What follows belongs to an exercise in optimizing a design on an open flow for small area and a short achievable clock period; a production flow would make more cautious choices.
At most, simulation tests tie the RTL to the original design; equivalence was not proved.
Some runs may be left out. An edit can pass the tests and still lose a function that they never use.
Only the layout flow was run in run 2; the RTL was not checked for function there.

$ cat flow/run.sh
#!/bin/bash
# synth_recipe.tcl (not shown) runs the flow's synth.tcl, then flattens the netlist and writes it again
# the make line also repeats each setting of config.mk as NAME=value (left out here)
make -C /OpenROAD-flow-scripts/flow DESIGN_CONFIG=/design/flow/config.mk WORK_HOME=/design/flow/orfs CLKGATE_MAP_FILE= SYNTH_SCRIPT=/design/flow/synth_recipe.tcl finish
$ cat flow/config.mk
export PLATFORM = sky130hd
export DESIGN_NAME = Unsigned_Array_Multiplier_32_Bit_Top
export DESIGN_NICKNAME = Unsigned_Array_Multiplier_32_Bit_Top
export VERILOG_FILES = /design/flow/design.v
export SDC_FILE = /design/flow/constraint.sdc
export NUM_CORES = 4
export LEC_CHECK = 0
export CAP_MARGIN = 20
export CORE_MARGIN = 2
export CORE_UTILIZATION = 60
export SLEW_MARGIN = 20
$ cat flow/constraint.sdc
create_clock -name core_clock -period 12.0 [get_ports {Clock_In}]
set_input_delay 2.4000 -clock core_clock [delete_from_list [all_inputs] [get_ports {Clock_In}]]
set_output_delay 2.4000 -clock core_clock [all_outputs]
set_load 0.01 [all_outputs]
$ cat flow/design.v
module Unsigned_Array_Multiplier_32_Bit (
    input         Enable_In,
    input  [31:0] Data_A_In,
    input  [31:0] Data_B_In,
    output [63:0] Multiplied_Result_Out
);
wire [63:0] Sub_Products [31:0];
wire [63:0] Addition_0 [15:0];
wire [63:0] Addition_1 [7:0];
wire [63:0] Addition_2 [3:0];
wire [63:0] Addition_3 [1:0];
wire [63:0] Addition_4;
assign Sub_Products[0]  = Data_B_In[0]  ? (Data_A_In)       : 64'b0;
assign Sub_Products[1]  = Data_B_In[1]  ? (Data_A_In << 1)  : 64'b0;
assign Sub_Products[2]  = Data_B_In[2]  ? (Data_A_In << 2)  : 64'b0;
assign Sub_Products[3]  = Data_B_In[3]  ? (Data_A_In << 3)  : 64'b0;
assign Sub_Products[4]  = Data_B_In[4]  ? (Data_A_In << 4)  : 64'b0;
assign Sub_Products[5]  = Data_B_In[5]  ? (Data_A_In << 5)  : 64'b0;
assign Sub_Products[6]  = Data_B_In[6]  ? (Data_A_In << 6)  : 64'b0;
assign Sub_Products[7]  = Data_B_In[7]  ? (Data_A_In << 7)  : 64'b0;
assign Sub_Products[8]  = Data_B_In[8]  ? (Data_A_In << 8)  : 64'b0;
assign Sub_Products[9]  = Data_B_In[9]  ? (Data_A_In << 9)  : 64'b0;
assign Sub_Products[10] = Data_B_In[10] ? (Data_A_In << 10) : 64'b0;
assign Sub_Products[11] = Data_B_In[11] ? (Data_A_In << 11) : 64'b0;
assign Sub_Products[12] = Data_B_In[12] ? (Data_A_In << 12) : 64'b0;
assign Sub_Products[13] = Data_B_In[13] ? (Data_A_In << 13) : 64'b0;
assign Sub_Products[14] = Data_B_In[14] ? (Data_A_In << 14) : 64'b0;
assign Sub_Products[15] = Data_B_In[15] ? (Data_A_In << 15) : 64'b0;
assign Sub_Products[16] = Data_B_In[16] ? (Data_A_In << 16) : 64'b0;
assign Sub_Products[17] = Data_B_In[17] ? (Data_A_In << 17) : 64'b0;
assign Sub_Products[18] = Data_B_In[18] ? (Data_A_In << 18) : 64'b0;
assign Sub_Products[19] = Data_B_In[19] ? (Data_A_In << 19) : 64'b0;
assign Sub_Products[20] = Data_B_In[20] ? (Data_A_In << 20) : 64'b0;
assign Sub_Products[21] = Data_B_In[21] ? (Data_A_In << 21) : 64'b0;
assign Sub_Products[22] = Data_B_In[22] ? (Data_A_In << 22) : 64'b0;
assign Sub_Products[23] = Data_B_In[23] ? (Data_A_In << 23) : 64'b0;
assign Sub_Products[24] = Data_B_In[24] ? (Data_A_In << 24) : 64'b0;
assign Sub_Products[25] = Data_B_In[25] ? (Data_A_In << 25) : 64'b0;
assign Sub_Products[26] = Data_B_In[26] ? (Data_A_In << 26) : 64'b0;
assign Sub_Products[27] = Data_B_In[27] ? (Data_A_In << 27) : 64'b0;
assign Sub_Products[28] = Data_B_In[28] ? (Data_A_In << 28) : 64'b0;
assign Sub_Products[29] = Data_B_In[29] ? (Data_A_In << 29) : 64'b0;
assign Sub_Products[30] = Data_B_In[30] ? (Data_A_In << 30) : 64'b0;
assign Sub_Products[31] = Data_B_In[31] ? (Data_A_In << 31) : 64'b0;
assign Addition_0[0]  = Sub_Products[0]  + Sub_Products[1];
assign Addition_0[1]  = Sub_Products[2]  + Sub_Products[3];
assign Addition_0[2]  = Sub_Products[4]  + Sub_Products[5];
assign Addition_0[3]  = Sub_Products[6]  + Sub_Products[7];
assign Addition_0[4]  = Sub_Products[8]  + Sub_Products[9];
assign Addition_0[5]  = Sub_Products[10] + Sub_Products[11];
assign Addition_0[6]  = Sub_Products[12] + Sub_Products[13];
assign Addition_0[7]  = Sub_Products[14] + Sub_Products[15];
assign Addition_0[8]  = Sub_Products[16] + Sub_Products[17];
assign Addition_0[9]  = Sub_Products[18] + Sub_Products[19];
assign Addition_0[10] = Sub_Products[20] + Sub_Products[21];
assign Addition_0[11] = Sub_Products[22] + Sub_Products[23];
assign Addition_0[12] = Sub_Products[24] + Sub_Products[25];
assign Addition_0[13] = Sub_Products[26] + Sub_Products[27];
assign Addition_0[14] = Sub_Products[28] + Sub_Products[29];
assign Addition_0[15] = Sub_Products[30] + Sub_Products[31];
assign Addition_1[0] = Addition_0[0]  + Addition_0[1];
assign Addition_1[1] = Addition_0[2]  + Addition_0[3];
assign Addition_1[2] = Addition_0[4]  + Addition_0[5];
assign Addition_1[3] = Addition_0[6]  + Addition_0[7];
assign Addition_1[4] = Addition_0[8]  + Addition_0[9];
assign Addition_1[5] = Addition_0[10] + Addition_0[11];
assign Addition_1[6] = Addition_0[12] + Addition_0[13];
assign Addition_1[7] = Addition_0[14] + Addition_0[15];
assign Addition_2[0] = Addition_1[0] + Addition_1[1];
assign Addition_2[1] = Addition_1[2] + Addition_1[3];
assign Addition_2[2] = Addition_1[4] + Addition_1[5];
assign Addition_2[3] = Addition_1[6] + Addition_1[7];
assign Addition_3[0] = Addition_2[0] + Addition_2[1];
assign Addition_3[1] = Addition_2[2] + Addition_2[3];
assign Addition_4 = Addition_3[0] + Addition_3[1];
assign Multiplied_Result_Out = Enable_In ? Addition_4 : 64'b0;
endmodule
module Unsigned_Array_Multiplier_32_Bit_Top (
    input         Clock_In,
    input         Enable_In,
    input  [31:0] Data_A_In,
    input  [31:0] Data_B_In,
    output [63:0] Multiplied_Result_Out
);
reg        Enable_Reg;
reg [31:0] Data_A_Reg;
reg [31:0] Data_B_Reg;
reg [63:0] Result_Reg;
wire [63:0] Product;
always @ (posedge Clock_In)
    begin
        Enable_Reg <= Enable_In;
        Data_A_Reg <= Data_A_In;
        Data_B_Reg <= Data_B_In;
        Result_Reg <= Product;
    end
Unsigned_Array_Multiplier_32_Bit Unsigned_Array_Multiplier_32_Bit_Inst (
    .Enable_In             (Enable_Reg),
    .Data_A_In             (Data_A_Reg),
    .Data_B_In             (Data_B_Reg),
    .Multiplied_Result_Out (Product)
);
assign Multiplied_Result_Out = Result_Reg;
endmodule
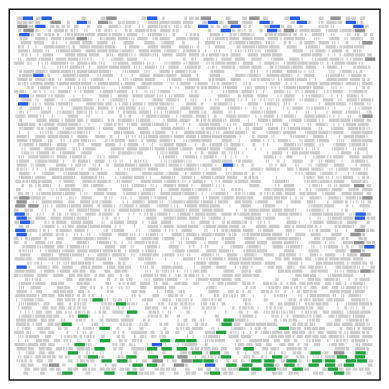
Run 1: sequential cells colored by netlist name
(1.5 px per µm) Other sequential cells in the stronger gray, the rest of the logic in the fainter gray.
blue -> `Data_A_Reg`  # placed flops 32, where spread over the die
green -> `Result_Reg`  # placed flops 64, where a horizontal strip, bottom
not colored = 33
register area: 2582 µm²
Final Util: 65.31%
fraction of area in registers: 6.840%

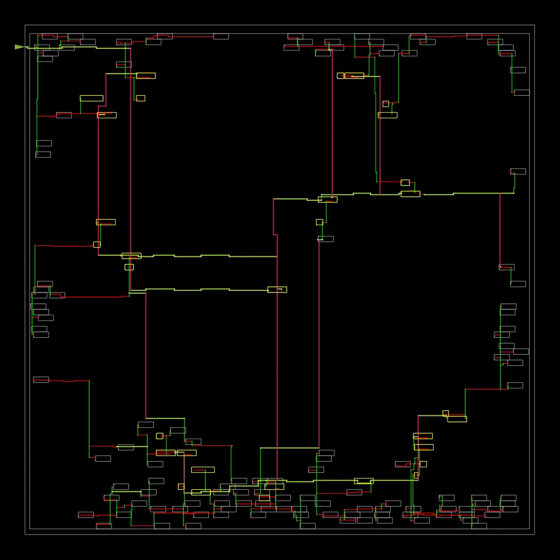
Run 1: clock routing
cts bufs inserted: 17
FFs & Latches: 129

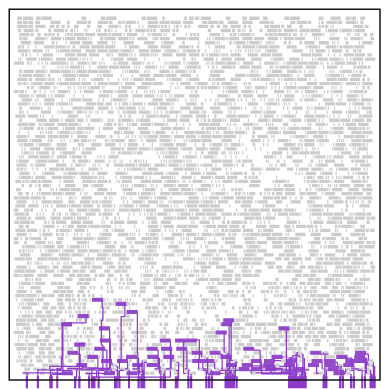
Run 1: nets reached from selected ports
(1.5 px per µm)
purple -> `Multiplied_Result_Out`  # bits 64, direction output, end cells 64, buffers 64, wire 1660 µm
io pins: 130
port buffer count: 129

==> flow_summary.ini, run 1 <==
[hold_path]
hp-start = Enable_Reg
worstHoldEndpoint = Result_Reg[63]
min_path_cells = 2
min-delay-path-class = flop to flop

[floorplanning]
tapCellCount = 765
core.rowCount = 88
initial_core_util_pct = 60.90
core-area_um2 = 57810
dieHeight_um = 246.2
dieArea_um2 = 60630
die_w_um = 246.2

[routing]
dr.pass1.iters = 6
met2_length_mm = 50.33
met3_length_mm = 5.525
routed_wl_mm = 98.06
wire_per_inst_um = 21.25
post-route-drc-count = 0
highest_layer = met5
antenna_left = 0
dr_total_vias = 25840
avgViaCountPerCell = 5.599
met1_length_mm = 35.39
drt_iter0_markers = 1389

[sta]
min_period_over_period_pct = 66.94
layout_min_cycle_time_ns = 8.033
maxSlewViolCount = 0
finalHoldViolations = 0
worst_pin_slew_ns = 0.8647
grt_setup_unrepaired = no
fin_setup_tns_ns = 0
finalSetupViolations = 0
skew_ns = 0.02612
maxSlewHeadroom_pct = 42.27
whs_ns = 0.6803
max_freq_mhz = 124.5

[finish]
stdcell_area_um2 = 37760
multi_input_cells = 2638
mostFrequentLayoutCells = fa_1, inv_1, nand2_1
syn2layout_area_growth_pct = 7.247
n_all_inverters = 855
clock_area_share_pct = 1.601
final_layout_size_suffix_gt1_share_pct = 2.963
buf_share_pct = 4.713
num_antenna_cells = 2
clockBufferCount = 18
fill_cells = 4862
largestClassByArea = multi-input gates
num-nets-final = 5060
final_common_cell = fa_1
multi_input_area_um2 = 28620
multi_input_area_share_pct = 75.80
buffers = 194

[run_status]
status = finished clean

[grt]
grt_first_pass_wirelength_mm = 156.8
grt_usage_pct = 34.46
gr-usage-met2_pct = 60.37
grt_max_degree = 47
globalRouteMet1Util_pct = 39.73
antenna_found_initial = 1
busiest_layer = met2
grt_remaining_overflow = 0
grt_use_met3_pct = 5.011
grt_pass1_vias = 29080

[setup_path]
end_kind = flop
critPathSlowestCell = dfxtp_1
critPathLaunch = Data_A_Reg[20]
cp.arrival_ns = 8.38
required_ns = 12.35
worstPathMaxFanout = 18
r2r_setup_slack_ns = 3.97
regToRegEndpoint = Result_Reg[54]
cp_num_buf_inv = 4
crit_top_cell = fa_1
path_class = flop to flop
endpoint = Result_Reg[54]
timing.rr.start = Data_A_Reg[20]
worstRegToRegCells = 23
path_cells = buf_4 > nand2_1 > fa_1 > inv_1 > fa_1 > inv_1 > fa_1 > fa_1 > fa_1 > fa_1 > inv_1 > fa_1 > ha_1 > ha_1 > a21o_1 > o21bai_1 > a211oi_1 > o211ai_1 > a31oi_2 > o31ai_4 > a311oi_1 > xor2_1 > nor2_1
slowest_delay_ns = 0.90
critPathTopFamily = adder cells
cp_num_cells = 23
cp-start-kind = flop

[yosys]
synth_xor_area_share_pct = 1.169
yosys.area_share.adder_pct = 60.43
synth_top_family_by_area = adder cells
yosysTopAreaCell = fa_1
avgSynthCellArea_um2 = 9.184
yosysSeqAreaShare_pct = 7.336
synth_edf_count = 0
synth_mux_area_share_pct = 0.1422
synth_compound_area_share_pct = 3.540
synth_top_area_share_pct = 51.29
synth-seq-cells = 129
syn_area_um2 = 35200
synth_warnings = 2
async_reset_ff_share_pct = 0
synth-simple-area-share_pct = 16.01
post_synth_num_cell_types = 58
synth.area.top_cells = fa_1, ha_1, inv_1
synthCells = 3833
synth_ff_type = dfxtp_1

[clock_tree]
hold_buffers = 0
post-cts-setup-buffer-count = 0
max-clock-path-buffers = 2
clk_pin_slew_ns = 0.09
cts_tree = built
cts.sinks = 129
worstSkewPairLatency_ns = 0.51
ctsResizeCount = 0
cts-root-buf = clkbuf_16
htreeDepth = 4

[flow_run]
cap_violations = 0

[place]
gp_congestion = 0.9476
dpl_cell_area_um2 = 37150
hpwl_mm = 75.73
==> run 1: synth_stat cells, types with 5 or more instances <==
library cell and count:
o21ai_0 28, nand2_1 767, and3_1 8, o211ai_1 6, a21oi_1 63, inv_1 854
nand3_1 17, fa_1 902, a21o_1 23, and2_1 326, a31oi_1 9, clkbuf_1 206
o21a_1 7, a211oi_1 5, ha_1 257, mux2i_1 5, nor2_1 77, xnor2_1 24
xor2_1 23, a21boi_0 6, nand4_1 14, nor3_1 9, o21bai_1 12, o31ai_1 6
dfxtp_1 129, nand2b_1 6
==> run 1: cells by family after synthesis <==
group | Yosys count
flops | 129
fa+ha+maj | 1159
simple gates | 1240
compound gates | 187
mux | 5
buf+inv | 1066
xor+xnor | 47
==> run 1: through the flow <==
step | setup slack (ns) | std cells
finish | 3.967 | 4615
detailed placement | 4.097 | 4581
floorplan | 5.019 | 3833
global placement | 4.252 | 4581
global route | 3.635 | 4613
CTS | 4.055 | 4613
==> run 1: sequential cells by signal (all words and copies together) (netlist names) <==
register    cells
Data_A_Reg     32
Data_B_Reg     32
Result_Reg     64
Enable_Reg      1
Run 1, gate-type map:
(1.5 px per µm)
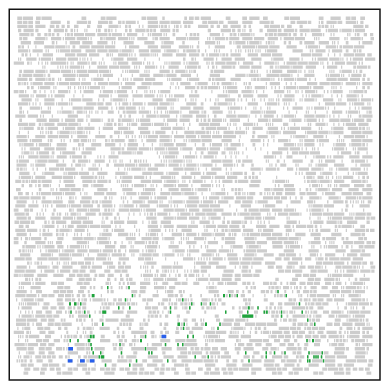

==> run 2: too many edits to list; what changed since run 1 <==
flow/design.v: 104 -> 2867 lines; modules unchanged: 0
  Unsigned_Array_Multiplier_32_Bit: edited, 77 -> 2835 lines
  mul_fa: new, 4 lines
  mul_ha: new, 4 lines
  Unsigned_Array_Multiplier_32_Bit_Top: edited, 27 -> 24 lines
==> module Unsigned_Array_Multiplier_32_Bit_Top as of run 2 <==
module Unsigned_Array_Multiplier_32_Bit_Top (
    input         Clock_In,
    input         Enable_In,
    input  [31:0] Data_A_In,
    input  [31:0] Data_B_In,
    output [63:0] Multiplied_Result_Out
);
reg [31:0] Data_A_Reg;
reg [31:0] Data_B_Reg;
reg [63:0] Result_Reg;
wire [63:0] Product;
always @ (posedge Clock_In)
    begin
        Data_A_Reg <= Enable_In ? Data_A_In : 32'b0;
        Data_B_Reg <= Data_B_In;
        Result_Reg <= Product;
    end
Unsigned_Array_Multiplier_32_Bit Unsigned_Array_Multiplier_32_Bit_Inst (
    .a (Data_A_Reg),
    .b (Data_B_Reg),
    .p (Product)
);
assign Multiplied_Result_Out = Result_Reg;
endmodule
==> module mul_ha as of run 2 <==
module mul_ha (input a, input b, output s, output co);
assign s = a ^ b;
assign co = a & b;
endmodule
==> module mul_fa as of run 2 <==
module mul_fa (input a, input b, input c, output s, output co);
assign s = a ^ b ^ c;
assign co = (a & b) | (a & c) | (b & c);
endmodule
--- a/flow/config.mk
+++ b/flow/config.mk
@@ -6,6 +6,9 @@
 export NUM_CORES = 4
 export LEC_CHECK = 0
+export ABC_AREA = 1
 export CAP_MARGIN = 20
 export CORE_MARGIN = 2
 export CORE_UTILIZATION = 60
 export SLEW_MARGIN = 20
+export SYNTH_HIERARCHICAL = 1
+export SYNTH_MINIMUM_KEEP_SIZE = 0
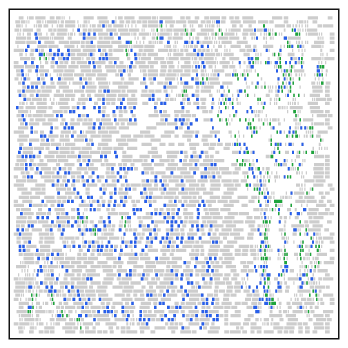
Run 2: gate-type map
(1.5 px per µm)
green -> nor cells  # cells 227, where spread over the die
blue -> aoi and oai cells  # cells 690, where spread over the die
most common cell after layout, fill and taps aside: xor2_1
multi-input gate share of total cell area: 76.91%
non-filler cells, final: 3809

==> run 2 against run 1 <==
Still clean on timing, DRC and antenna. First-iteration DRC count up 150%. Global-route usage up 12 points. Setup slack better by 0.0081 ns. Clock-buffer cell count unchanged. Critical path type unchanged. Critical endpoint is now Result_Reg[36]. Highest routed layer unchanged.
==> flow_summary.ini, run 2 <==
[yosys]
async_reset_ff_share_pct = 0
synth.most_common_cell = xor2_1
yosysSeqAreaShare_pct = 9.264
avgSynthCellArea_um2 = 8.595
synth_warnings = 7
yosysTopAreaCell = fa_1
post_synth_num_cell_types = 41
synth.area.top_cells = fa_1, xor2_1, o22ai_1
synth.top_cells.by_count = xor2_1, o22ai_1, fa_1
synthCells = 3218
synth_top_area_share_pct = 34.74
synth_edf_count = 0
syn_area_um2 = 27660
synth-seq-cells = 128
synth_ff_type = dfxtp_1

[setup_path]
cp_num_cells = 24
cp-start-kind = flop
timing.rr.start = Data_B_Reg[11]
cp.arrival_ns = 8.40
worstRegToRegCells = 24
required_ns = 12.37
critPathLaunch = Data_B_Reg[11]
endpoint = Result_Reg[36]
path_cells = buf_4 > nand2_1 > inv_1 > nor2_1 > inv_1 > o22ai_1 > xor2_1 > fa_1 > fa_1 > fa_1 > fa_1 > fa_1 > fa_1 > fa_1 > ha_1 > nand2_1 > nor2_1 > inv_1 > nor2_2 > inv_1 > nor2_2 > nand4_1 > nand3_1 > xor2_1
slowest_delay_ns = 0.88
end_kind = flop
crit_top_cell = fa_1
critPathSlowestCell = inv_1
critPathTopFamily = adder cells
path_class = flop to flop
worstPathMaxFanout = 31
regToRegEndpoint = Result_Reg[36]
cp_num_buf_inv = 5
r2r_setup_slack_ns = 3.97

[routing]
met3_length_mm = 16.75
wire_per_inst_um = 28.43
dr.pass1.iters = 9
highest_layer = met5
met2_length_mm = 45.43
met1_length_mm = 36.81
post-route-drc-count = 0
antenna_left = 0
avgViaCountPerCell = 6.748
drt_iter0_markers = 3415

[sta]
fin_setup_tns_ns = 0
layout_min_cycle_time_ns = 8.025
skew_ns = 0.02144
min_period_over_period_pct = 66.88
worst_pin_slew_ns = 1.216
finalSetupViolations = 0
grt_setup_unrepaired = no
maxSlewViolCount = 0
whs_ns = 0.7917
maxSlewHeadroom_pct = 18.83
max_freq_mhz = 124.6
timing.final.ws_setup_ns = 3.975
finalHoldViolations = 0

[grt]
busiest_layer = met2
grt_usage_pct = 45.97
grt_max_degree = 39
grt_remaining_overflow = 0
grt_first_pass_wirelength_mm = 160.6
gr-usage-met2_pct = 68.01
grt_pass1_vias = 26340
antenna_found_initial = 3
globalRouteMet1Util_pct = 55.04

[finish]
final_layout_size_suffix_gt1_share_pct = 5.800
largest_reg_flops = 64
syn2layout_area_growth_pct = 8.079
mostFrequentLayoutCells = xor2_1, o22ai_1, fa_1
num-nets-final = 3849
seqCellArea_um2 = 2585
top_regs = Result_Reg x64, Data_A_Reg x32, Data_B_Reg x32
multi_input_area_um2 = 22990
final_util_pct = 65.73
stdcell_area_um2 = 29890
fill_cells = 3881
regMostFlops = Result_Reg

[floorplanning]
dieArea_um2 = 47830
ios = 130
core-area_um2 = 45480
initial_core_util_pct = 60.82
dieHeight_um = 218.7
die_w_um = 218.7
core.rowCount = 78

[place]
hpwl_mm = 76.38
numPortBuffers = 129
dp.cells = 3775
dpl_cell_area_um2 = 29290
pre_cts_ws_ns = 4.188
gp_congestion = 1.059

[clock_tree]
max-clock-path-buffers = 2
cts-root-buf = clkbuf_16
clk_pin_slew_ns = 0.07
cts_buffers = 17
hold_buffers = 0
cts_tree = built
post-cts-setup-buffer-count = 0
ctsResizeCount = 0
worstSkewPairLatency_ns = 0.50
htreeDepth = 4
cts.sinks = 128

[hold_path]
min-delay-path-class = flop to flop
hp-start = Data_B_Reg[0]

[flow_run]
cap_violations = 0

[run_status]
status = finished clean
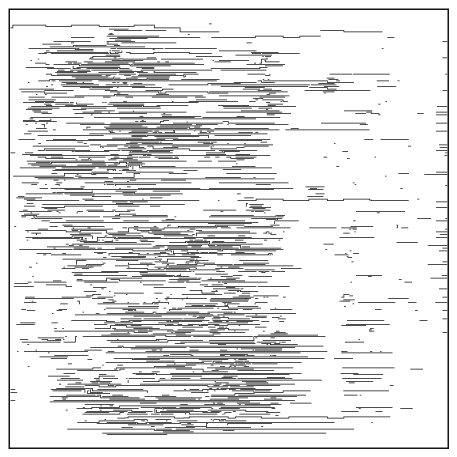
Run 2: signal wires on met3
(2 px per µm)
wire length on this layer = 16700 µm
nets with wire on the layer = 474
longest straight run = 121 µm
share of all routed wire = 15%
via count: 25700
met3 usage: 18.89%
Total Wirelength: 108.3 mm

-- run 2: worst min-delay path by stage --
stage / endpoint / cells past startpoint
floorplan: Result_Reg[0] / 2
global placement: Result_Reg[0] / 3
detailed placement: Result_Reg[0] / 3
CTS: Result_Reg[0] / 3
global route: Result_Reg[0] / 3
finish: Result_Reg[0] / 3
-- run 2: layout make-up --
cell class	count	area share [%]
multi-input combinational	2549	76.91
sequential	128	8.647
timing repair buffer	206	6.253
inverter	292	3.666
tap	600	2.511
clock buffer	18	1.469
clock inverter	14	0.5232
antenna	2	0.01674
-- run 2: cell families after synthesis --
| logic type | after synthesis | synth area share [%] |
|---|---|---|
| AOI/OAI and AO/OA | 704 | 15.37 |
| and+or+nand+nor | 691 | 10.28 |
| adders and majority gates | 589 | 39.67 |
| buffers and inverters | 556 | 8.016 |
| xor gates and xnor gates | 549 | 17.38 |
| DFF | 128 | 9.264 |
| other | 1 | 0.01356 |

-- separate check: timing with driven ports --
No port has a modelled driver above. Below, the same layouts with a new extraction and two added sets of constraints.
Step 1: set_driving_cell puts a clkbuf_16 on Clock_In and a buf_2 on each other input, an assumption about the parent block.
Step 2 times the ports against the registers' clock, not the clock port: input delays grow and output delays shrink by t, the midpoint of the rising clock arrivals with the driver on.
a / b / c = no drivers / after step 1 / after step 2; a / b = the first two.
run	shift t [ns]	setup slack, ns	worst setup path after step 2	latest minus earliest clock arrival (ns)
run 1	0.560	3.967 / 3.967 / 3.967	register to register	0.026 / 0.026
run 2	0.545	3.975 / 3.975 / 3.975	register to register	0.021 / 0.022
After both steps setup and hold are still met in every run listed.
